Context: an optimization exercise on an open-source flow, tuned for small area, a short achievable clock period and few clock cycles per item. The choices shown serve that exercise and are no tape-out recipe.
In this exercise RTL edits were held to simulation tests only and were not proved equivalent to the original.

==> flow/design.v <==
module des_top
(
    input wire clk,
    input wire rst_n, 
    input  wire encrypt,             
    input  wire [1:64]keys_64_in,   
    input  wire change_keys_en,    
    output wire subkeys_16_valid, 
    input  wire data_input_en,
    input  wire [1:64]data_64_in,
    output wire [1:64]data_64_out,
    output wire data_output_valid
);
wire [1:48]subkeys_1,subkeys_2,subkeys_3,subkeys_4,subkeys_5,subkeys_6,subkeys_7,subkeys_8;
wire [1:48]subkeys_9,subkeys_10,subkeys_11,subkeys_12,subkeys_13,subkeys_14,subkeys_15,subkeys_16;
wire keys_error;
wire pipeline_en;
reg [3:0]pipline_cnt;
assign pipeline_en = (data_input_en | (pipline_cnt!=4'd0));
always@(posedge clk or negedge rst_n)begin
    if(!rst_n)begin
        pipline_cnt <= 4'd0;
    end else if(data_input_en)begin
        pipline_cnt <= 4'd1;
    end else if(pipline_cnt!=4'd0)begin
        pipline_cnt <= pipline_cnt + 1'd1;
    end else begin
        pipline_cnt <= 4'd0;
    end
end
reg [15:0]shifft_buff;
assign data_output_valid = shifft_buff[15];
always@(posedge clk or negedge rst_n)begin
    if(!rst_n)begin
        shifft_buff <= 16'd0;
    end else begin
        shifft_buff <= {shifft_buff[14:0],data_input_en};
    end
end
des_subkeys_gen_async des_subkeys
(
    .clk(clk), 
    .rst_n(rst_n), 
    .key_in_64_en(change_keys_en), 
    .encrypt(encrypt), 
    .key_in_64(keys_64_in),
    .subkeys_1(subkeys_1),
    .subkeys_2(subkeys_2),
    .subkeys_3(subkeys_3),
    .subkeys_4(subkeys_4),
    .subkeys_5(subkeys_5),
    .subkeys_6(subkeys_6),
    .subkeys_7(subkeys_7),
    .subkeys_8(subkeys_8),
    .subkeys_9(subkeys_9),
    .subkeys_10(subkeys_10),
    .subkeys_11(subkeys_11),
    .subkeys_12(subkeys_12),
    .subkeys_13(subkeys_13),
    .subkeys_14(subkeys_14),
    .subkeys_15(subkeys_15),
    .subkeys_16(subkeys_16),
    .subkeys_16_valid(subkeys_16_valid), 
    .parity_check_error(keys_error)
);
wire  [1:32]lo_wire1,ro_wire1;
wire  [1:32]lo_wire2,ro_wire2;
wire  [1:32]lo_wire3,ro_wire3;
wire  [1:32]lo_wire4,ro_wire4;
wire  [1:32]lo_wire5,ro_wire5;
wire  [1:32]lo_wire6,ro_wire6;
wire  [1:32]lo_wire7,ro_wire7;
wire  [1:32]lo_wire8,ro_wire8;
wire  [1:32]lo_wire9,ro_wire9;
wire  [1:32]lo_wire10,ro_wire10;
wire  [1:32]lo_wire11,ro_wire11;
wire  [1:32]lo_wire12,ro_wire12;
wire  [1:32]lo_wire13,ro_wire13;
wire  [1:32]lo_wire14,ro_wire14;
wire  [1:32]lo_wire15,ro_wire15;
wire  [1:32]lo_wire16,ro_wire16;
reg  [1:64]data_64_in_buff;
reg  [1:32]lo_buff1,ro_buff1;
reg  [1:32]lo_buff2,ro_buff2;
reg  [1:32]lo_buff3,ro_buff3;
reg  [1:32]lo_buff4,ro_buff4;
reg  [1:32]lo_buff5,ro_buff5;
reg  [1:32]lo_buff6,ro_buff6;
reg  [1:32]lo_buff7,ro_buff7;
reg  [1:32]lo_buff8,ro_buff8;
reg  [1:32]lo_buff9,ro_buff9;
reg  [1:32]lo_buff10,ro_buff10;
reg  [1:32]lo_buff11,ro_buff11;
reg  [1:32]lo_buff12,ro_buff12;
reg  [1:32]lo_buff13,ro_buff13;
reg  [1:32]lo_buff14,ro_buff14;
reg  [1:32]lo_buff15,ro_buff15;
always@(posedge clk or negedge rst_n)begin
    if(!rst_n)
        data_64_in_buff <= 64'd0;
    else if(data_input_en)
        data_64_in_buff <= data_64_in;
    else
        data_64_in_buff <= data_64_in_buff;
end
always@(posedge clk or negedge rst_n)begin
    if(!rst_n)begin
        lo_buff1 <= 32'd0;
        ro_buff1 <= 32'd0;
        lo_buff2 <= 32'd0;
        ro_buff2 <= 32'd0;
        lo_buff3 <= 32'd0;
        ro_buff3 <= 32'd0;
        lo_buff4 <= 32'd0;
        ro_buff4 <= 32'd0;
        lo_buff5 <= 32'd0;
        ro_buff5 <= 32'd0;
        lo_buff6 <= 32'd0;
        ro_buff6 <= 32'd0;
        lo_buff7 <= 32'd0;
        ro_buff7 <= 32'd0;
        lo_buff8 <= 32'd0;
        ro_buff8 <= 32'd0;
        lo_buff9 <= 32'd0;
        ro_buff9 <= 32'd0;
        lo_buff10 <= 32'd0;
        ro_buff10 <= 32'd0;
        lo_buff11 <= 32'd0;
        ro_buff11 <= 32'd0;
        lo_buff12 <= 32'd0;
        ro_buff12 <= 32'd0;
        lo_buff13 <= 32'd0;
        ro_buff13 <= 32'd0;
        lo_buff14 <= 32'd0;
        ro_buff14 <= 32'd0;
        lo_buff15 <= 32'd0;
        ro_buff15 <= 32'd0;
    end else if(subkeys_16_valid && pipeline_en)begin
        lo_buff1 <= lo_wire1;
        ro_buff1 <= ro_wire1;
        lo_buff2 <= lo_wire2;
        ro_buff2 <= ro_wire2;
        lo_buff3 <= lo_wire3;
        ro_buff3 <= ro_wire3;
        lo_buff4 <= lo_wire4;
        ro_buff4 <= ro_wire4;
        lo_buff5 <= lo_wire5;
        ro_buff5 <= ro_wire5;
        lo_buff6 <= lo_wire6;
        ro_buff6 <= ro_wire6;
        lo_buff7 <= lo_wire7;
        ro_buff7 <= ro_wire7;
        lo_buff8 <= lo_wire8;
        ro_buff8 <= ro_wire8;
        lo_buff9 <= lo_wire9;
        ro_buff9 <= ro_wire9;
        lo_buff10 <= lo_wire10;
        ro_buff10 <= ro_wire10;
        lo_buff11 <= lo_wire11;
        ro_buff11 <= ro_wire11;
        lo_buff12 <= lo_wire12;
        ro_buff12 <= ro_wire12;
        lo_buff13 <= lo_wire13;
        ro_buff13 <= ro_wire13;
        lo_buff14 <= lo_wire14;
        ro_buff14 <= ro_wire14;
        lo_buff15 <= lo_wire15;
        ro_buff15 <= ro_wire15;
    end
end
wire [1:32]lo_32,ro_32;
des_ip des_ip
(
    .in_64(data_64_in_buff),
    .lo_32(lo_32),
    .ro_32(ro_32)
);
des_f_structure des_f_structure_1
(
    .li(lo_32),
    .ri(ro_32),
    .ki(subkeys_1),
    .lo(lo_wire1),
    .ro(ro_wire1)
);
des_f_structure des_f_structure_2
(
    .li(lo_buff1),
    .ri(ro_buff1),
    .ki(subkeys_2),
    .lo(lo_wire2),
    .ro(ro_wire2)
);
des_f_structure des_f_structure_3
(
    .li(lo_buff2),
    .ri(ro_buff2),
    .ki(subkeys_3),
    .lo(lo_wire3),
    .ro(ro_wire3)
);
des_f_structure des_f_structure_4
(
    .li(lo_buff3),
    .ri(ro_buff3),
    .ki(subkeys_4),
    .lo(lo_wire4),
    .ro(ro_wire4)
);
des_f_structure des_f_structure_5
(
    .li(lo_buff4),
    .ri(ro_buff4),
    .ki(subkeys_5),
    .lo(lo_wire5),
    .ro(ro_wire5)
);
des_f_structure des_f_structure_6
(
    .li(lo_buff5),
    .ri(ro_buff5),
    .ki(subkeys_6),
    .lo(lo_wire6),
    .ro(ro_wire6)
);
des_f_structure des_f_structure_7
(
    .li(lo_buff6),
    .ri(ro_buff6),
    .ki(subkeys_7),
    .lo(lo_wire7),
    .ro(ro_wire7)
);
des_f_structure des_f_structure_8
(
    .li(lo_buff7),
    .ri(ro_buff7),
    .ki(subkeys_8),
    .lo(lo_wire8),
    .ro(ro_wire8)
);
des_f_structure des_f_structure_9
(
    .li(lo_buff8),
    .ri(ro_buff8),
    .ki(subkeys_9),
    .lo(lo_wire9),
    .ro(ro_wire9)
);
des_f_structure des_f_structure_10
(
    .li(lo_buff9),
    .ri(ro_buff9),
    .ki(subkeys_10),
    .lo(lo_wire10),
    .ro(ro_wire10)
);
des_f_structure des_f_structure_11
(
    .li(lo_buff10),
    .ri(ro_buff10),
    .ki(subkeys_11),
    .lo(lo_wire11),
    .ro(ro_wire11)
);
des_f_structure des_f_structure_12
(
    .li(lo_buff11),
    .ri(ro_buff11),
    .ki(subkeys_12),
    .lo(lo_wire12),
    .ro(ro_wire12)
);
des_f_structure des_f_structure_13
(
    .li(lo_buff12),
    .ri(ro_buff12),
    .ki(subkeys_13),
    .lo(lo_wire13),
    .ro(ro_wire13)
);
des_f_structure des_f_structure_14
(
    .li(lo_buff13),
    .ri(ro_buff13),
    .ki(subkeys_14),
    .lo(lo_wire14),
    .ro(ro_wire14)
);
des_f_structure des_f_structure_15
(
    .li(lo_buff14),
    .ri(ro_buff14),
    .ki(subkeys_15),
    .lo(lo_wire15),
    .ro(ro_wire15)
);
des_f_structure des_f_structure_16
(
    .li(lo_buff15),
    .ri(ro_buff15),
    .ki(subkeys_16),
    .lo(lo_wire16),
    .ro(ro_wire16)
);
des_fp des_fp
(
    .li_32(ro_wire16),
    .ri_32(lo_wire16),
    .out_64(data_64_out)
);
endmodule
module des_subkeys_gen_async
(
    input  wire  clk, 
    input  wire  rst_n, 
    input  wire  encrypt, 
    input  wire  key_in_64_en, 
    input  wire  [1:64]key_in_64,
    output wire  [1:48]subkeys_1,
    output wire  [1:48]subkeys_2,
    output wire  [1:48]subkeys_3,
    output wire  [1:48]subkeys_4,
    output wire  [1:48]subkeys_5,
    output wire  [1:48]subkeys_6,
    output wire  [1:48]subkeys_7,
    output wire  [1:48]subkeys_8,
    output wire  [1:48]subkeys_9,
    output wire  [1:48]subkeys_10,
    output wire  [1:48]subkeys_11,
    output wire  [1:48]subkeys_12,
    output wire  [1:48]subkeys_13,
    output wire  [1:48]subkeys_14,
    output wire  [1:48]subkeys_15,
    output wire  [1:48]subkeys_16,
    output wire  subkeys_16_valid, 
    output wire  parity_check_error
);
assign subkeys_16_valid = 1'b1;
assign parity_check_error = ~((^key_in_64[1:8])&(^key_in_64[9:16])&(^key_in_64[17:24])&(^key_in_64[25:32])
                            &(^key_in_64[33:40])&(^key_in_64[41:48])&(^key_in_64[49:56])&(^key_in_64[57:64]));
wire [1:28] pc1_lo_28, pc1_ro_28;                       
wire [1:28] left0, right0;
wire [1:28] left1, right1;
wire [1:28] left2, right2;
wire [1:28] left3, right3;
wire [1:28] left4, right4;
wire [1:28] left5, right5;
wire [1:28] left6, right6;
wire [1:28] left7, right7;
wire [1:28] left8, right8;
wire [1:28] left9, right9;
wire [1:28] left10, right10;
wire [1:28] left11, right11;
wire [1:28] left12, right12;
wire [1:28] left13, right13;
wire [1:28] left14, right14;
wire [1:28] left15, right15;
des_pc1 des_pc1_0
(
    .in_64(key_in_64),
    .lo_28(pc1_lo_28),
    .ro_28(pc1_ro_28)
);
des_pc2 des_pc2_1
(
    .li_28(left0),
    .ri_28(right0),
    .kout_48(subkeys_1)
);
des_pc2 des_pc2_2
(
    .li_28(left1),
    .ri_28(right1),
    .kout_48(subkeys_2)
);
des_pc2 des_pc2_3
(
    .li_28(left2),
    .ri_28(right2),
    .kout_48(subkeys_3)
);
des_pc2 des_pc2_4
(
    .li_28(left3),
    .ri_28(right3),
    .kout_48(subkeys_4)
);
des_pc2 des_pc2_5
(
    .li_28(left4),
    .ri_28(right4),
    .kout_48(subkeys_5)
);
des_pc2 des_pc2_6
(
    .li_28(left5),
    .ri_28(right5),
    .kout_48(subkeys_6)
);
des_pc2 des_pc2_7
(
    .li_28(left6),
    .ri_28(right6),
    .kout_48(subkeys_7)
);
des_pc2 des_pc2_8
(
    .li_28(left7),
    .ri_28(right7),
    .kout_48(subkeys_8)
);
des_pc2 des_pc2_9
(
    .li_28(left8),
    .ri_28(right8),
    .kout_48(subkeys_9)
);
des_pc2 des_pc2_10
(
    .li_28(left9),
    .ri_28(right9),
    .kout_48(subkeys_10)
);
des_pc2 des_pc2_11
(
    .li_28(left10),
    .ri_28(right10),
    .kout_48(subkeys_11)
);
des_pc2 des_pc2_12
(
    .li_28(left11),
    .ri_28(right11),
    .kout_48(subkeys_12)
);
des_pc2 des_pc2_13
(
    .li_28(left12),
    .ri_28(right12),
    .kout_48(subkeys_13)
);
des_pc2 des_pc2_14
(
    .li_28(left13),
    .ri_28(right13),
    .kout_48(subkeys_14)
);
des_pc2 des_pc2_15
(
    .li_28(left14),
    .ri_28(right14),
    .kout_48(subkeys_15)
);
des_pc2 des_pc2_16
(
    .li_28(left15),
    .ri_28(right15),
    .kout_48(subkeys_16)
);
assign  left0  = (encrypt==1)?{pc1_lo_28[2:28],pc1_lo_28[1]}:pc1_lo_28; 
assign  right0 = (encrypt==1)?{pc1_ro_28[2:28],pc1_ro_28[1]}:pc1_ro_28;
assign  left1  = (encrypt==1)?{left0[2:28],  left0[1]}: {left0[28],  left0[1:27]}; 
assign  right1 = (encrypt==1)?{right0[2:28], right0[1]}:{right0[28],  right0[1:27]};
assign  left2  = (encrypt==1)?{left1[3:28],  left1[1:2]}: {left1[27:28],  left1[1:26]};
assign  right2 = (encrypt==1)?{right1[3:28], right1[1:2]}:{right1[27:28],  right1[1:26]};
assign  left3  = (encrypt==1)?{left2[3:28],  left2[1:2]}: {left2[27:28],  left2[1:26]};
assign  right3 = (encrypt==1)?{right2[3:28], right2[1:2]}:{right2[27:28],  right2[1:26]};
assign  left4  = (encrypt==1)?{left3[3:28],  left3[1:2]}: {left3[27:28],  left3[1:26]};
assign  right4 = (encrypt==1)?{right3[3:28], right3[1:2]}:{right3[27:28],  right3[1:26]};
assign  left5  = (encrypt==1)?{left4[3:28],  left4[1:2]}: {left4[27:28],  left4[1:26]};
assign  right5 = (encrypt==1)?{right4[3:28], right4[1:2]}:{right4[27:28],  right4[1:26]};
assign  left6  = (encrypt==1)?{left5[3:28],  left5[1:2]}: {left5[27:28],  left5[1:26]};
assign  right6 = (encrypt==1)?{right5[3:28], right5[1:2]}:{right5[27:28],  right5[1:26]};
assign  left7  = (encrypt==1)?{left6[3:28],  left6[1:2]}: {left6[27:28],  left6[1:26]};
assign  right7 = (encrypt==1)?{right6[3:28], right6[1:2]}:{right6[27:28],  right6[1:26]};
assign  left8  = (encrypt==1)?{left7[2:28],  left7[1]}: {left7[28],  left7[1:27]}; 
assign  right8 = (encrypt==1)?{right7[2:28], right7[1]}:{right7[28], right7[1:27]};
assign  left9  = (encrypt==1)?{left8[3:28],  left8[1:2]}: {left8[27:28],  left8[1:26]};
assign  right9 = (encrypt==1)?{right8[3:28], right8[1:2]}:{right8[27:28], right8[1:26]};
assign  left10  = (encrypt==1)?{left9[3:28],  left9[1:2]}: {left9[27:28],  left9[1:26]};
assign  right10 = (encrypt==1)?{right9[3:28], right9[1:2]}:{right9[27:28], right9[1:26]};
assign  left11  = (encrypt==1)?{left10[3:28],  left10[1:2]}: {left10[27:28],  left10[1:26]};
assign  right11 = (encrypt==1)?{right10[3:28], right10[1:2]}:{right10[27:28], right10[1:26]};
assign  left12  = (encrypt==1)?{left11[3:28],  left11[1:2]}: {left11[27:28],  left11[1:26]};
assign  right12 = (encrypt==1)?{right11[3:28], right11[1:2]}:{right11[27:28], right11[1:26]};
assign  left13  = (encrypt==1)?{left12[3:28],  left12[1:2]}: {left12[27:28],  left12[1:26]};
assign  right13 = (encrypt==1)?{right12[3:28], right12[1:2]}:{right12[27:28],  right12[1:26]};
assign  left14  = (encrypt==1)?{left13[3:28],  left13[1:2]}: {left13[27:28],  left13[1:26]};
assign  right14 = (encrypt==1)?{right13[3:28], right13[1:2]}:{right13[27:28],  right13[1:26]};
assign  left15  = (encrypt==1)?{left14[2:28],  left14[1]}: {left14[28],  left14[1:27]}; 
assign  right15 = (encrypt==1)?{right14[2:28], right14[1]}:{right14[28], right14[1:27]};        
endmodule
module des_pc1
(
    input   wire [1:64] in_64,
    output  wire [1:28] lo_28,
    output  wire [1:28] ro_28
);
assign {lo_28,ro_28} = {
in_64[57], in_64[49], in_64[41], in_64[33], in_64[25], in_64[17], in_64[9],
in_64[1],  in_64[58], in_64[50], in_64[42], in_64[34], in_64[26], in_64[18], 
in_64[10], in_64[2],  in_64[59], in_64[51], in_64[43], in_64[35], in_64[27], 
in_64[19], in_64[11], in_64[3],  in_64[60], in_64[52], in_64[44], in_64[36], 
in_64[63], in_64[55], in_64[47], in_64[39], in_64[31], in_64[23], in_64[15], 
in_64[7],  in_64[62], in_64[54], in_64[46], in_64[38], in_64[30], in_64[22],
in_64[14], in_64[6],  in_64[61], in_64[53], in_64[45], in_64[37], in_64[29],
in_64[21], in_64[13], in_64[5],  in_64[28], in_64[20], in_64[12], in_64[4]
};
endmodule
module des_pc2
(
    input   wire [1:28] li_28,
    input   wire [1:28] ri_28,
    output  wire [1:48] kout_48
);
wire [1:56]in_56;
assign in_56 = {li_28,ri_28};
assign kout_48 = {
in_56[14], in_56[17], in_56[11], in_56[24], in_56[1],  in_56[5], 
in_56[3],  in_56[28], in_56[15], in_56[6],  in_56[21], in_56[10],
in_56[23], in_56[19], in_56[12], in_56[4],  in_56[26], in_56[8], 
in_56[16], in_56[7],  in_56[27], in_56[20], in_56[13], in_56[2],
in_56[41], in_56[52], in_56[31], in_56[37], in_56[47], in_56[55], 
in_56[30], in_56[40], in_56[51], in_56[45], in_56[33], in_56[48], 
in_56[44], in_56[49], in_56[39], in_56[56], in_56[34], in_56[53], 
in_56[46], in_56[42], in_56[50], in_56[36], in_56[29], in_56[32]
};
endmodule
module des_ip
(
    input   wire [1:64] in_64,
    output  wire [1:32] lo_32,
    output  wire [1:32] ro_32
);
assign {lo_32,ro_32} = {
in_64[58], in_64[50], in_64[42], in_64[34], in_64[26], in_64[18], in_64[10], in_64[2], 
in_64[60], in_64[52], in_64[44], in_64[36], in_64[28], in_64[20], in_64[12], in_64[4], 
in_64[62], in_64[54], in_64[46], in_64[38], in_64[30], in_64[22], in_64[14], in_64[6], 
in_64[64], in_64[56], in_64[48], in_64[40], in_64[32], in_64[24], in_64[16], in_64[8], 
in_64[57], in_64[49], in_64[41], in_64[33], in_64[25], in_64[17], in_64[9],  in_64[1], 
in_64[59], in_64[51], in_64[43], in_64[35], in_64[27], in_64[19], in_64[11], in_64[3], 
in_64[61], in_64[53], in_64[45], in_64[37], in_64[29], in_64[21], in_64[13], in_64[5], 
in_64[63], in_64[55], in_64[47], in_64[39], in_64[31], in_64[23], in_64[15], in_64[7]
};
endmodule
module des_fp
(
    input   wire [1:32] li_32,
    input   wire [1:32] ri_32,
    output  wire [1:64] out_64
);
wire [1:64]in_64 ;
assign in_64 = {li_32,ri_32};
assign out_64 = {
in_64[40], in_64[8], in_64[48], in_64[16], in_64[56], in_64[24], in_64[64], in_64[32], 
in_64[39], in_64[7], in_64[47], in_64[15], in_64[55], in_64[23], in_64[63], in_64[31], 
in_64[38], in_64[6], in_64[46], in_64[14], in_64[54], in_64[22], in_64[62], in_64[30], 
in_64[37], in_64[5], in_64[45], in_64[13], in_64[53], in_64[21], in_64[61], in_64[29], 
in_64[36], in_64[4], in_64[44], in_64[12], in_64[52], in_64[20], in_64[60], in_64[28], 
in_64[35], in_64[3], in_64[43], in_64[11], in_64[51], in_64[19], in_64[59], in_64[27], 
in_64[34], in_64[2], in_64[42], in_64[10], in_64[50], in_64[18], in_64[58], in_64[26], 
in_64[33], in_64[1], in_64[41], in_64[9],  in_64[49], in_64[17], in_64[57], in_64[25]
};
endmodule
module des_f_structure
(
    input wire  [1:32]li,
    input wire  [1:32]ri,
    input wire  [1:48]ki,
    output wire [1:32]lo,
    output wire [1:32]ro
);
wire [1:32]sout2p;
wire [1:32]po;
wire [1:48]e_out;
assign e_out = {
ri[32], ri[1],  ri[2],  ri[3],  ri[4],  ri[5],
ri[4],  ri[5],  ri[6],  ri[7],  ri[8],  ri[9],
ri[8],  ri[9],  ri[10], ri[11], ri[12], ri[13],
ri[12], ri[13], ri[14], ri[15], ri[16], ri[17],
ri[16], ri[17], ri[18], ri[19], ri[20], ri[21],
ri[20], ri[21], ri[22], ri[23], ri[24], ri[25],
ri[24], ri[25], ri[26], ri[27], ri[28], ri[29],
ri[28], ri[29], ri[30], ri[31], ri[32], ri[1]
};
wire [1:48]xor_out;
assign xor_out = e_out^ki;
    S1_ROM 
    des_s_box_1
    (
        .address(xor_out[1:6]), 
        .sout(sout2p[1:4]) 
    );
    S2_ROM 
    des_s_box_2
    (
        .address(xor_out[7:12]), 
        .sout(sout2p[5:8]) 
    );
    S3_ROM 
    des_s_box_3
    (
        .address(xor_out[13:18]), 
        .sout(sout2p[9:12]) 
    );
    S4_ROM 
    des_s_box_4
    (
        .address(xor_out[19:24]), 
        .sout(sout2p[13:16]) 
    );
    S5_ROM 
    des_s_box_5
    (
        .address(xor_out[25:30]), 
        .sout(sout2p[17:20]) 
    );
    S6_ROM 
    des_s_box_6
    (
        .address(xor_out[31:36]), 
        .sout(sout2p[21:24]) 
    );
    S7_ROM 
    des_s_box_7
    (
        .address(xor_out[37:42]), 
        .sout(sout2p[25:28]) 
    );
    S8_ROM 
    des_s_box_8
    (
        .address(xor_out[43:48]), 
        .sout(sout2p[29:32]) 
    );
assign po = {
sout2p[16], sout2p[7],  sout2p[20], sout2p[21],
sout2p[29], sout2p[12], sout2p[28], sout2p[17],
sout2p[1],  sout2p[15], sout2p[23], sout2p[26],
sout2p[5],  sout2p[18], sout2p[31], sout2p[10],
sout2p[2],  sout2p[8],  sout2p[24], sout2p[14],
sout2p[32], sout2p[27], sout2p[3],  sout2p[9],
sout2p[19], sout2p[13], sout2p[30], sout2p[6],
sout2p[22], sout2p[11], sout2p[4],  sout2p[25]
};
assign ro = li^po   ;
assign lo = ri      ;
endmodule
module S1_ROM(address, sout);
	input [5:0] address;
	output reg [3:0] sout;
	wire [1:0] row;
	wire [3:0] col;
	assign row = {address[5], address[0]};
	assign col = address[4:1];
	always @(address) begin
		case(row)
			0:
				case(col)
					0: sout = 14;
					1: sout = 4;
					2: sout = 13;
					3: sout = 1;
					4: sout = 2;
					5: sout = 15;
					6: sout = 11;
					7: sout = 8;
					8: sout = 3;
					9: sout = 10;
					10: sout = 6;
					11: sout = 12;
					12: sout = 5;
					13: sout = 9;
					14: sout = 0;
					15: sout = 7;
				endcase
			1:
				case(col)
                                        0: sout = 0;
                                        1: sout = 15;
                                        2: sout = 7;
                                        3: sout = 4;
                                        4: sout = 14;
                                        5: sout = 2;
                                        6: sout = 13;
                                        7: sout = 1;
                                        8: sout = 10;
                                        9: sout = 6;
                                        10: sout = 12;
                                        11: sout = 11;
                                        12: sout = 9;
                                        13: sout = 5;
                                        14: sout = 3;
                                        15: sout = 8;
				endcase
			2:
				case(col)
                                        0: sout = 4;
                                        1: sout = 1;
                                        2: sout = 14;
                                        3: sout = 8;
                                        4: sout = 13;
                                        5: sout = 6;
                                        6: sout = 2;
                                        7: sout = 11;
                                        8: sout = 15;
                                        9: sout = 12;
                                        10: sout = 9;
                                        11: sout = 7;
                                        12: sout = 3;
                                        13: sout = 10;
                                        14: sout = 5;
                                        15: sout = 0;
				endcase
			3:
				case(col)
                                        0: sout = 15;
                                        1: sout = 12;
                                        2: sout = 8;
                                        3: sout = 2;
                                        4: sout = 4;
                                        5: sout = 9;
                                        6: sout = 1;
                                        7: sout = 7;
                                        8: sout = 5;
                                        9: sout = 11;
                                        10: sout = 3;
                                        11: sout =  14;
                                        12: sout = 10;
                                        13: sout = 0;
                                        14: sout = 6;
                                        15: sout = 13;
				endcase
		endcase
	end 	
endmodule
module S2_ROM(address, sout);
	input [5:0] address;
	output reg [3:0] sout;
	wire [1:0] row;
	wire [3:0] col;
	assign row = {address[5], address[0]};
	assign col = address[4:1];
	always @(address) begin
		case(row)
			0:
				case(col)
					0: sout = 15; 
					1: sout = 1;
					2: sout = 8;
					3: sout = 14;
					4: sout = 6;
					5: sout = 11;
					6: sout = 3;
					7: sout = 4;
					8: sout = 9;
					9: sout = 7;
					10: sout = 2;
					11: sout = 13;
					12: sout = 12;
					13: sout = 0;
					14: sout = 5;
					15: sout = 10;
				endcase
			1:
				case(col)
                                        0: sout = 3;
                                        1: sout = 13;
                                        2: sout = 4;
                                        3: sout = 7;
                                        4: sout = 15;
                                        5: sout = 2;
                                        6: sout = 8;
                                        7: sout = 14;
                                        8: sout = 12;
                                        9: sout = 0;
                                        10: sout = 1;
                                        11: sout = 10;
                                        12: sout = 6;
                                        13: sout = 9;
                                        14: sout = 11;
                                        15: sout = 5;
				endcase
			2:
				case(col)
                                        0: sout = 0;
                                        1: sout = 14;
                                        2: sout = 7;
                                        3: sout = 11;
                                        4: sout = 10;
                                        5: sout = 4;
                                        6: sout = 13;
                                        7: sout = 1;
                                        8: sout = 5;
                                        9: sout = 8;
                                        10: sout = 12;
                                        11: sout = 6;
                                        12: sout = 9;
                                        13: sout = 3;
                                        14: sout = 2;
                                        15: sout = 15;
				endcase
			3:
				case(col)
                                        0: sout = 13;
                                        1: sout = 8;
                                        2: sout = 10;
                                        3: sout = 1;
                                        4: sout = 3;
                                        5: sout = 15;
                                        6: sout = 4;
                                        7: sout = 2;
                                        8: sout = 11;
                                        9: sout = 6;
                                        10: sout = 7;
                                        11: sout = 12;
                                        12: sout = 0;
                                        13: sout = 5;
                                        14: sout = 14;
                                        15: sout = 9;
				endcase
		endcase
	end 	
endmodule
module S3_ROM(address, sout);
	input [5:0] address;
	output reg [3:0] sout;
	wire [1:0] row;
	wire [3:0] col;
	assign row = {address[5], address[0]};
	assign col = address[4:1];
	always @(address) begin
		case(row)
			0:
				case(col)
					0: sout = 10;
					1: sout = 0;
					2: sout = 9;
					3: sout = 14;
					4: sout = 6;
					5: sout = 3;
					6: sout = 15;
					7: sout = 5;
					8: sout = 1;
					9: sout = 13;
					10: sout = 12;
					11: sout = 7;
					12: sout = 11;
					13: sout = 4;
					14: sout = 2;
					15: sout = 8;
				endcase
			1:
				case(col)
                                        0: sout = 13;
                                        1: sout = 7;
                                        2: sout = 0;
                                        3: sout = 9;
                                        4: sout = 3;
                                        5: sout = 4;
                                        6: sout = 6;
                                        7: sout = 10;
                                        8: sout = 2;
                                        9: sout = 8;
                                        10: sout = 5;
                                        11: sout = 14;
                                        12: sout = 12;
                                        13: sout = 11;
                                        14: sout = 15;
                                        15: sout = 1;
				endcase
			2:
				case(col)
                                        0: sout = 13;
                                        1: sout = 6;
                                        2: sout = 4;
                                        3: sout = 9;
                                        4: sout = 8;
                                        5: sout = 15;
                                        6: sout = 3;
                                        7: sout = 0;
                                        8: sout = 11;
                                        9: sout = 1;
                                        10: sout = 2;
                                        11: sout = 12;
                                        12: sout = 5;
                                        13: sout = 10;
                                        14: sout = 14;
                                        15: sout = 7;
				endcase
			3:
				case(col)
                                        0: sout = 1;
                                        1: sout = 10;
                                        2: sout = 13;
                                        3: sout = 0;
                                        4: sout = 6;
                                        5: sout = 9;
                                        6: sout = 8;
                                        7: sout = 7;
                                        8: sout = 4;
                                        9: sout = 15;
                                        10: sout = 14;
                                        11: sout =  3;
                                        12: sout = 11;
                                        13: sout = 5;
                                        14: sout = 2;
                                        15: sout = 12;
				endcase
		endcase
	end 	
endmodule
module S4_ROM(address, sout);
	input [5:0] address;
	output reg [3:0] sout;
	wire [1:0] row;
	wire [3:0] col;
	assign row = {address[5], address[0]};
	assign col = address[4:1];
	always @(address) begin
		case(row)
			0:
				case(col)
					0: sout = 7;
					1: sout = 13;
					2: sout = 14;
					3: sout = 3;
					4: sout = 0;
					5: sout = 6;
					6: sout = 9;
					7: sout = 10;
					8: sout = 1;
					9: sout = 2;
					10: sout = 8;
					11: sout = 5;
					12: sout = 11;
					13: sout = 12;
					14: sout = 4;
					15: sout = 15;
				endcase
			1:
				case(col)
                                        0: sout = 13;
                                        1: sout = 8;
                                        2: sout = 11;
                                        3: sout = 5;
                                        4: sout = 6;
                                        5: sout = 15;
                                        6: sout = 0;
                                        7: sout = 3;
                                        8: sout = 4;
                                        9: sout = 7;
                                        10: sout = 2;
                                        11: sout = 12;
                                        12: sout = 1;
                                        13: sout = 10;
                                        14: sout = 14;
                                        15: sout = 9;
				endcase
			2:
				case(col)
                                        0: sout = 10;
                                        1: sout = 6;
                                        2: sout = 9;
                                        3: sout = 0;
                                        4: sout = 12;
                                        5: sout = 11;
                                        6: sout = 7;
                                        7: sout = 13;
                                        8: sout = 15;
                                        9: sout = 1;
                                        10: sout = 3;
                                        11: sout = 14;
                                        12: sout = 5;
                                        13: sout = 2;
                                        14: sout = 8;
                                        15: sout = 4;
				endcase
			3:
				case(col)
                                        0: sout = 3;
                                        1: sout = 15;
                                        2: sout = 0;
                                        3: sout = 6;
                                        4: sout = 10;
                                        5: sout = 1;
                                        6: sout = 13;
                                        7: sout = 8;
                                        8: sout = 9;
                                        9: sout = 4;
                                        10: sout = 5;
                                        11: sout =  11;
                                        12: sout = 12;
                                        13: sout = 7;
                                        14: sout = 2;
                                        15: sout = 14;
				endcase
		endcase
	end 	
endmodule
module S5_ROM(address, sout);
	input [5:0] address;
	output reg [3:0] sout;
	wire [1:0] row;
	wire [3:0] col;
	assign row = {address[5], address[0]};
	assign col = address[4:1];
	always @(address) begin
		case(row)
			0:
				case(col)
					0: sout = 2;
					1: sout = 12;
					2: sout = 4;
					3: sout = 1;
					4: sout = 7;
					5: sout = 10;
					6: sout = 11;
					7: sout = 6;
					8: sout = 8;
					9: sout = 5;
					10: sout = 3;
					11: sout = 15;
					12: sout = 13;
					13: sout = 0;
					14: sout = 14;
					15: sout = 9;
				endcase
			1:
				case(col)
                                        0: sout = 14;
                                        1: sout = 11;
                                        2: sout = 2;
                                        3: sout = 12;
                                        4: sout = 4;
                                        5: sout = 7;
                                        6: sout = 13;
                                        7: sout = 1;
                                        8: sout = 5;
                                        9: sout = 0;
                                        10: sout = 15;
                                        11: sout = 10;
                                        12: sout = 3;
                                        13: sout = 9;
                                        14: sout = 8;
                                        15: sout = 6;
				endcase
			2:
				case(col)
                                        0: sout = 4;
                                        1: sout = 2;
                                        2: sout = 1;
                                        3: sout = 11;
                                        4: sout = 10;
                                        5: sout = 13;
                                        6: sout = 7;
                                        7: sout = 8;
                                        8: sout = 15;
                                        9: sout = 9;
                                        10: sout = 12;
                                        11: sout = 5;
                                        12: sout = 6;
                                        13: sout = 3;
                                        14: sout = 0;
                                        15: sout = 14;
				endcase
			3:
				case(col)
                                        0: sout = 11;
                                        1: sout = 8;
                                        2: sout = 12;
                                        3: sout = 7;
                                        4: sout = 1;
                                        5: sout = 14;
                                        6: sout = 2;
                                        7: sout = 13;
                                        8: sout = 6;
                                        9: sout = 15;
                                        10: sout = 0;
                                        11: sout = 9;
                                        12: sout = 10;
                                        13: sout = 4;
                                        14: sout = 5;
                                        15: sout = 3;
				endcase
		endcase
	end 	
endmodule
module S6_ROM(address, sout);
	input [5:0] address;
	output reg [3:0] sout;
	wire [1:0] row;
	wire [3:0] col;
	assign row = {address[5], address[0]};
	assign col = address[4:1];
	always @(address) begin
		case(row)
			0:
				case(col)
					0: sout = 12;
					1: sout = 1;
					2: sout = 10;
					3: sout = 15;
					4: sout = 9;
					5: sout = 2;
					6: sout = 6;
					7: sout = 8;
					8: sout = 0;
					9: sout = 13;
					10: sout = 3;
					11: sout = 4;
					12: sout = 14;
					13: sout = 7;
					14: sout = 5;
					15: sout = 11;
				endcase
			1:
				case(col)
                                        0: sout = 10;
                                        1: sout = 15;
                                        2: sout = 4;
                                        3: sout = 2;
                                        4: sout = 7;
                                        5: sout = 12;
                                        6: sout = 9;
                                        7: sout = 5;
                                        8: sout = 6;
                                        9: sout = 1;
                                        10: sout = 13;
                                        11: sout = 14;
                                        12: sout = 0;
                                        13: sout = 11;
                                        14: sout = 3;
                                        15: sout = 8;
				endcase
			2:
				case(col)
                                        0: sout = 9;
                                        1: sout = 14;
                                        2: sout = 15;
                                        3: sout = 5;
                                        4: sout = 2;
                                        5: sout = 8;
                                        6: sout = 12;
                                        7: sout = 3;
                                        8: sout = 7;
                                        9: sout = 0;
                                        10: sout = 4;
                                        11: sout = 10;
                                        12: sout = 1;
                                        13: sout = 13;
                                        14: sout = 11;
                                        15: sout = 6;
				endcase
			3:
				case(col)
                                        0: sout = 4;
                                        1: sout = 3;
                                        2: sout = 2;
                                        3: sout = 12;
                                        4: sout = 9;
                                        5: sout = 5;
                                        6: sout = 15;
                                        7: sout = 10;
                                        8: sout = 11;
                                        9: sout = 14;
                                        10: sout = 1;
                                        11: sout = 7;
                                        12: sout = 6;
                                        13: sout = 0;
                                        14: sout = 8;
                                        15: sout = 13;
				endcase
		endcase
	end 	
endmodule
module S7_ROM(address, sout);
	input [5:0] address;
	output reg [3:0] sout;
	wire [1:0] row;
	wire [3:0] col;
	assign row = {address[5], address[0]};
	assign col = address[4:1];
	always @(address) begin
		case(row)
			0:
				case(col)
					0: sout = 4;
					1: sout = 11;
					2: sout = 2;
					3: sout = 14;
					4: sout = 15;
					5: sout = 0;
					6: sout = 8;
					7: sout = 13;
					8: sout = 3;
					9: sout = 12;
					10: sout = 9;
					11: sout = 7;
					12: sout = 5;
					13: sout = 10;
					14: sout = 6;
					15: sout = 1;
				endcase
			1:
				case(col)
                                        0: sout = 13;
                                        1: sout = 0;
                                        2: sout = 11;
                                        3: sout = 7;
                                        4: sout = 4;
                                        5: sout = 9;
                                        6: sout = 1;
                                        7: sout = 10;
                                        8: sout = 14;
                                        9: sout = 3;
                                        10: sout = 5;
                                        11: sout = 12;
                                        12: sout = 2;
                                        13: sout = 15;
                                        14: sout = 8;
                                        15: sout = 6;
				endcase
			2:
				case(col)
                                        0: sout = 1;
                                        1: sout = 4;
                                        2: sout = 11;
                                        3: sout = 13;
                                        4: sout = 12;
                                        5: sout = 3;
                                        6: sout = 7;
                                        7: sout = 14;
                                        8: sout = 10;
                                        9: sout = 15;
                                        10: sout = 6;
                                        11: sout = 8;
                                        12: sout = 0;
                                        13: sout = 5;
                                        14: sout = 9;
                                        15: sout = 2;
				endcase
			3:
				case(col)
                                        0: sout = 6;
                                        1: sout = 11;
                                        2: sout = 13;
                                        3: sout = 8;
                                        4: sout = 1;
                                        5: sout = 4;
                                        6: sout = 10;
                                        7: sout = 7;
                                        8: sout = 9;
                                        9: sout = 5;
                                        10: sout = 0;
                                        11: sout = 15;
                                        12: sout = 14;
                                        13: sout = 2;
                                        14: sout = 3;
                                        15: sout = 12;
				endcase
		endcase
	end 	
endmodule
module S8_ROM(address, sout);
	input [5:0] address;
	output reg [3:0] sout;
	wire [1:0] row;
	wire [3:0] col;
	assign row = {address[5], address[0]};
	assign col = address[4:1];
	always @(address) begin
		case(row)
			0:
				case(col)
					0: sout = 13;
					1: sout = 2;
					2: sout = 8;
					3: sout = 4;
					4: sout = 6;
					5: sout = 15;
					6: sout = 11;
					7: sout = 1;
					8: sout = 10;
					9: sout = 9;
					10: sout = 3;
					11: sout = 14;
					12: sout = 5;
					13: sout = 0;
					14: sout = 12;
					15: sout = 7;
				endcase
			1:
				case(col)
                                        0: sout = 1;
                                        1: sout = 15;
                                        2: sout = 13;
                                        3: sout = 8;
                                        4: sout = 10;
                                        5: sout = 3;
                                        6: sout = 7;
                                        7: sout = 4;
                                        8: sout = 12;
                                        9: sout = 5;
                                        10: sout = 6;
                                        11: sout = 11;
                                        12: sout = 0;
                                        13: sout = 14;
                                        14: sout = 9;
                                        15: sout = 2;
				endcase
			2:
				case(col)
                                        0: sout = 7;
                                        1: sout = 11;
                                        2: sout = 4;
                                        3: sout = 1;
                                        4: sout = 9;
                                        5: sout = 12;
                                        6: sout = 14;
                                        7: sout = 2;
                                        8: sout = 0;
                                        9: sout = 6;
                                        10: sout = 10;
                                        11: sout = 13;
                                        12: sout = 15;
                                        13: sout = 3;
                                        14: sout = 5;
                                        15: sout = 8;
				endcase
			3:
				case(col)
                                        0: sout = 2;
                                        1: sout = 1;
                                        2: sout = 14;
                                        3: sout = 7;
                                        4: sout = 4;
                                        5: sout = 10;
                                        6: sout = 8;
                                        7: sout = 13;
                                        8: sout = 15;
                                        9: sout = 12;
                                        10: sout = 9;
                                        11: sout = 0;
                                        12: sout = 3;
                                        13: sout = 5;
                                        14: sout = 6;
                                        15: sout = 11;
				endcase
		endcase
	end 	
endmodule
==> flow/run.sh <==
#!/bin/bash
# synth_recipe.tcl (not shown) runs the flow's synth.tcl, then flattens the netlist and writes it again
# the make line also repeats each setting of config.mk as NAME=value (left out here)
make -C /OpenROAD-flow-scripts/flow DESIGN_CONFIG=/design/flow/config.mk WORK_HOME=/design/flow/orfs CLKGATE_MAP_FILE= SYNTH_SCRIPT=/design/flow/synth_recipe.tcl finish
==> flow/config.mk <==
export PLATFORM = sky130hd
export DESIGN_NAME = des_top
export DESIGN_NICKNAME = des_top
export VERILOG_FILES = /design/flow/design.v
export SDC_FILE = /design/flow/constraint.sdc
export NUM_CORES = 4
export LEC_CHECK = 0
export CAP_MARGIN = 20
export CORE_MARGIN = 2
export CORE_UTILIZATION = 40
export SETUP_SLACK_MARGIN = 0.25
export SLEW_MARGIN = 20
==> flow/constraint.sdc <==
create_clock -name core_clock -period 6.0 [get_ports {clk}]
set_input_delay 1.2000 -clock core_clock [delete_from_list [all_inputs] [get_ports {clk}]]
set_output_delay 1.2000 -clock core_clock [all_outputs]
set_load 0.01 [all_outputs]
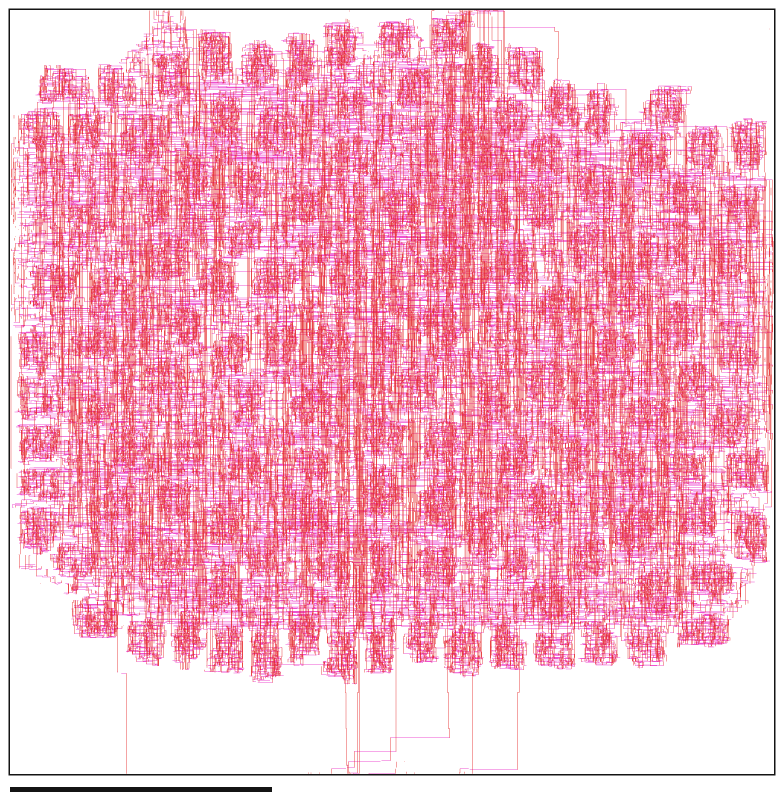
Fig. 1. Signal wires by layer.
The bar under the picture is 200 um long. Two of the layers only.
color	layer	wire length
magenta	metal 1	221 mm
red	metal 2	240 mm
Routed WL: 558,000 um
drt wl/cell: 26.2 um
GRT Overall Usage: 0.317

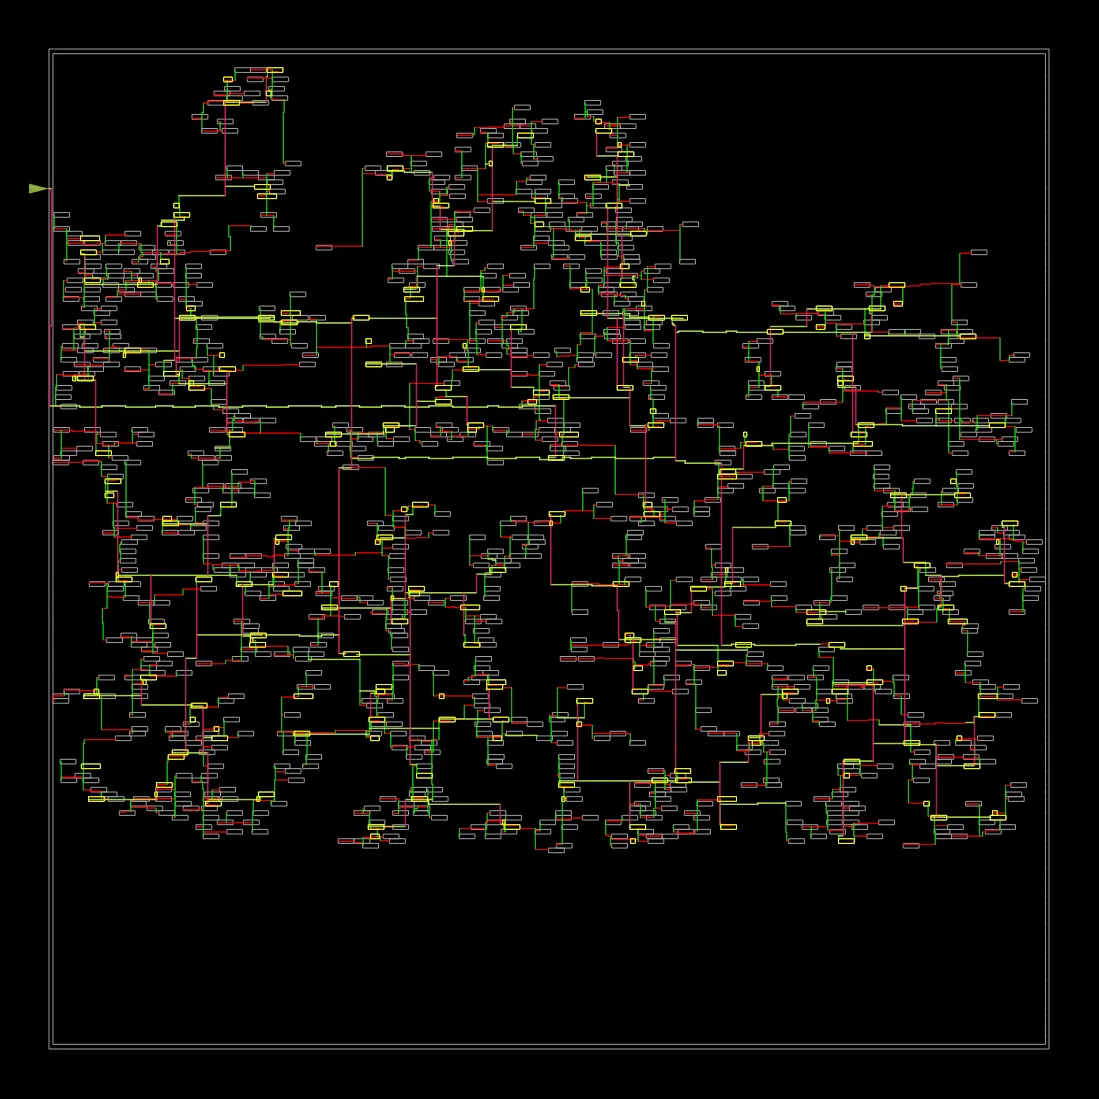
Fig. 2. The clock network.
clock sink count: 1,044
worst clock skew: 0.0623 ns
Seq cells: 1,044
Clock buffer cells: 181

==> out/summary.txt <==
Inverters - 554
global-route wire length before repair - 811,000 um
CP startpoint - encrypt
reg-to-reg startpoint - ro_buff7[4]$_DFFE_PN0P_
Synth Flop Type - dfrtp_1
DIE HEIGHT - 582 um
post-layout util - 0.447
fmax - 174 MHz
most common cell after layout, fill and taps aside - nand2_1
outcome - finished clean
Post-Syn Area - 0.134 sq mm
tapcell count - 4,387
Pre-antenna DRT Iters - 8
CP max-delay cell - clkdlybuf4s50_1
Final Cycle Share - 0.956
cell repeated most along the worst path - xnor2_1
global placement routability congestion - 0.989
largest net degree at the start of global routing - 173
Reg2Reg Setup Slack - 2.09 ns
DRT antenna net count - 0
postcts setup bufs - 0
CP top delay family - buffers and inverters
crit path buf inv count - 4
fin nets - 17,801
Adder-Cell Fraction of Synth Area - 0.0854
Biggest register - data_64_in_buff
Async SR Flop Fraction - 1.00
FP Rows - 212
complex-gate fraction of the synthesized area - 0.206
Post-Route Setup TNS - 0 ns
DP Worst Slack - 0.0280 ns
dominant combinational cell family by area after synthesis - compound AO/OA/AOI/OAI gates
multiplexer share of the synthesized area - 0.148
grt met3 use - 0.0604
Critical R2R Capture - ro_buff8[23]$_DFFE_PN0P_
Worst setup EP type - output port
min Tclk post-route - 5.73 ns
Synth area leaders - dfrtp_1 (20%), mux2i_1 (8.6%), ha_1 (8.5%), xnor2_1 (7.8%), nand2_1 (7.4%)
syn_nets - 17,703
clk slew on worst S/H paths - 0.06 ns
core box area - 0.333 sq mm
XOR/XNOR Fraction of Synth Area - 0.149
number of synthesized flops with an enable pin - 0
Post-synth top cells - nand2_1 (2,631), nor2_1 (1,242), xnor2_1 (1,183)
Critical Path AT - 4.53 ns
cells after synthesis - 16,665
Max transition margin - 0.149
Hold Slack - 0.300 ns
Min-Delay Path Class - input port to asynchronous set/reset pin
NonClk Buf Share - 0.0681
Worst Max-Slew Pin Slew - 1.24 ns
Via density - 6.09
Die Span X - 582 um
post-synth top area cell - dfrtp_1
Detailed Place HPWL - 408,000 um
DRT iter0 DRCs - 15,306
port bufs - 188
share of cells above drive strength 1 - 0.128
Non-clk bufs - 1,234
fin area - 0.149 sq mm
antenna fix cells - 60
remaining global-route overflow - 0
Layout fillers - 33,382
simple logic cell fraction of the synthesized area - 0.157
Clock-cell share - 0.0321
CP cell instances - buf_16 > buf_6 > mux2i_1 > buf_4 > xnor2_1 > ha_2 > nor2_1 > o21ai_0 > a311oi_1 > a21oi_1 > xnor2_1 > clkdlybuf4s50_1
initial core utilization - 0.401
Slew Viols, Final - 0
cell class ranked first by area - multi-input combinational cells
max reg flops - 64
#FFs+latches synth - 1,044
initial antenna violation count - 56
CTS Hold Bufs - 0
post-synthesis sequential area ratio - 0.195
I/O pins - 199
placed instance count - 20,999
Multi-input gate area - 0.100 sq mm
post-route DRC violation count - 0
CP startpoint kind - input port
Worst-Skew Late Latency - 0.85 ns
CTS resizes - 7
Setup crit end - data_64_out[36]
Top Metal Used - met5
Placed Instance Area - 0.144 sq mm
most common cell in the synthesized netlist - nand2_1
Clock Tree Root - clkbuf_16
clock tree from TritonCTS - built
FF/Latch Area - 0.0261 sq mm
Clock Tree Buf Depth - 4
Syn Area/Cell - 8.02 sq um
Max stage delay on crit path - 0.62 ns
area delta synth->final - 11.4%
area share of the largest cell type after synthesis - 0.195
Multi-Input Combinational - 13,788
wl on met1 - 221,000 um
Final WS setup - 0.266 ns
Num CTS Buffers - 141
vias in the first global route - 117,018
crit path kind - input port to output port
fin cells - 21,306
sequential portion of the cell area - 0.175
worst r2r path cells - 10
RSZ-0062 raised after global routing - yes
Crit path depth - 12
Max Cap Viol - 0
multi-input combinational area share - 0.673
Routed met3 length - 49,700 um
Syn. warnings - 9
worst endpoint required time - 4.80 ns
Testbench counts, summed over its fixed seeds: cycles 12,435, blocks 9,171.
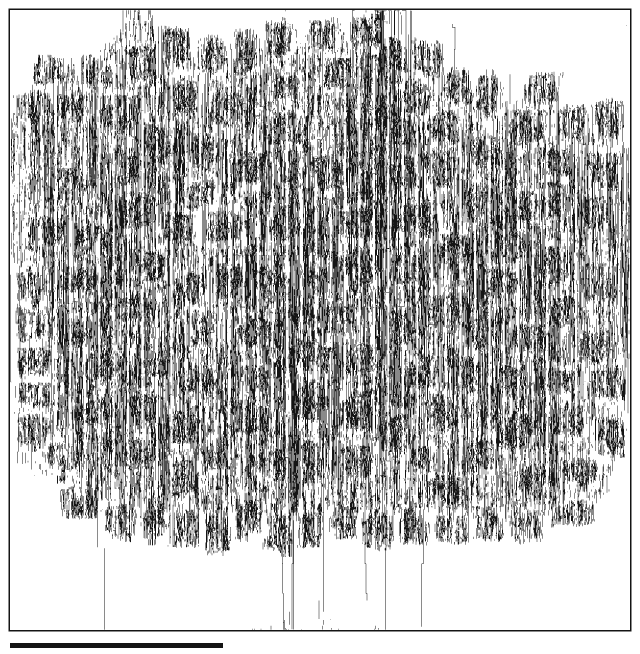
Fig. 3. Signal wires on met2.
The bar under the picture is 200 um long.
wire length on this layer	240 mm
main direction	vertical
share of all routed wire	43%
via count: 129,657
met2 Track Usage GR: 0.471

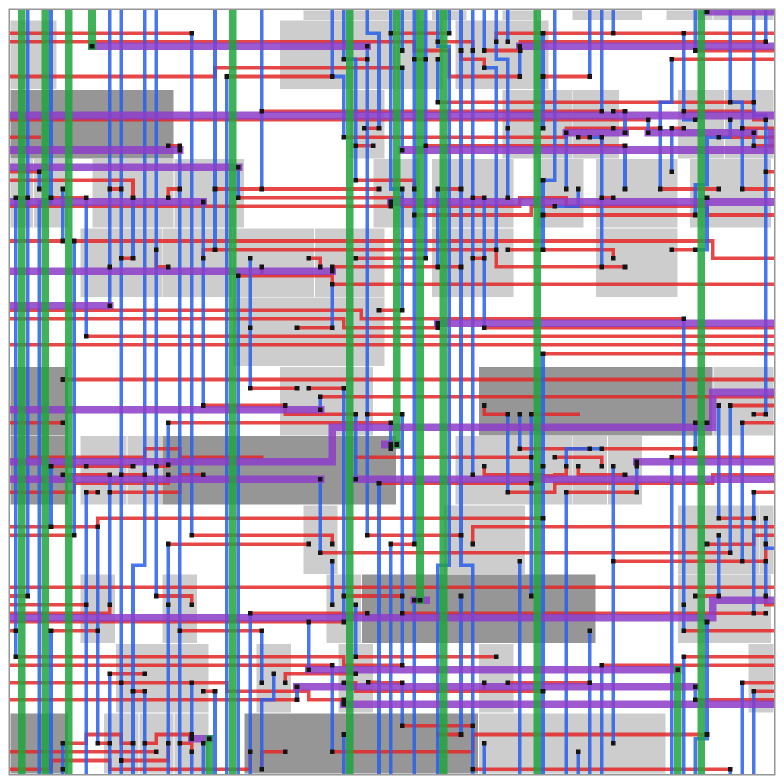
Fig. 4. Close-up of the layout.
Window x 276 to 306, y 392 to 422 um. Cells in gray, sequential cells in the stronger gray; small squares are vias.
color	layer
red	metal 1
green	metal 4
blue	metal 2
purple	metal 3
netlist names of flops here include	lo_buff9 (3)
sequential cells in the window	5
most frequent	nand2_1 (15), xnor2_1 (6)
cells with their middle in the window	51

-- what the ideal ports hide --
The flow's constraints put no driver on any port. The routed layout listed below was extracted and timed again, unchanged, in two steps.
Step 1: set_driving_cell puts a clkbuf_16 on clk and a buf_2 on each other input, an assumption about the parent block.
Step 2 adds t to the input delays and takes it off the output delays; t is the mean of the earliest and latest rising clock arrival at the registers after step 1. Input paths then give back, and output paths get back, about the clock's delay inside the block.
a / b / c = no drivers / after step 1 / after step 2; a / b = the first two.
t, ns: 0.925
slack for setup (ns): 0.266 / 0.080 / -0.015
worst hold slack (ns): 0.300 / 0.260 / 0.347
worst slew at a driven data input, ns: 0.43
pins driven straight from the clock port: 1
Met with ideal ports but missed after step 2: setup timing in this run. For this run, drivers alone change the setup slack by -0.186 ns; drivers and shift together by -0.281 ns.
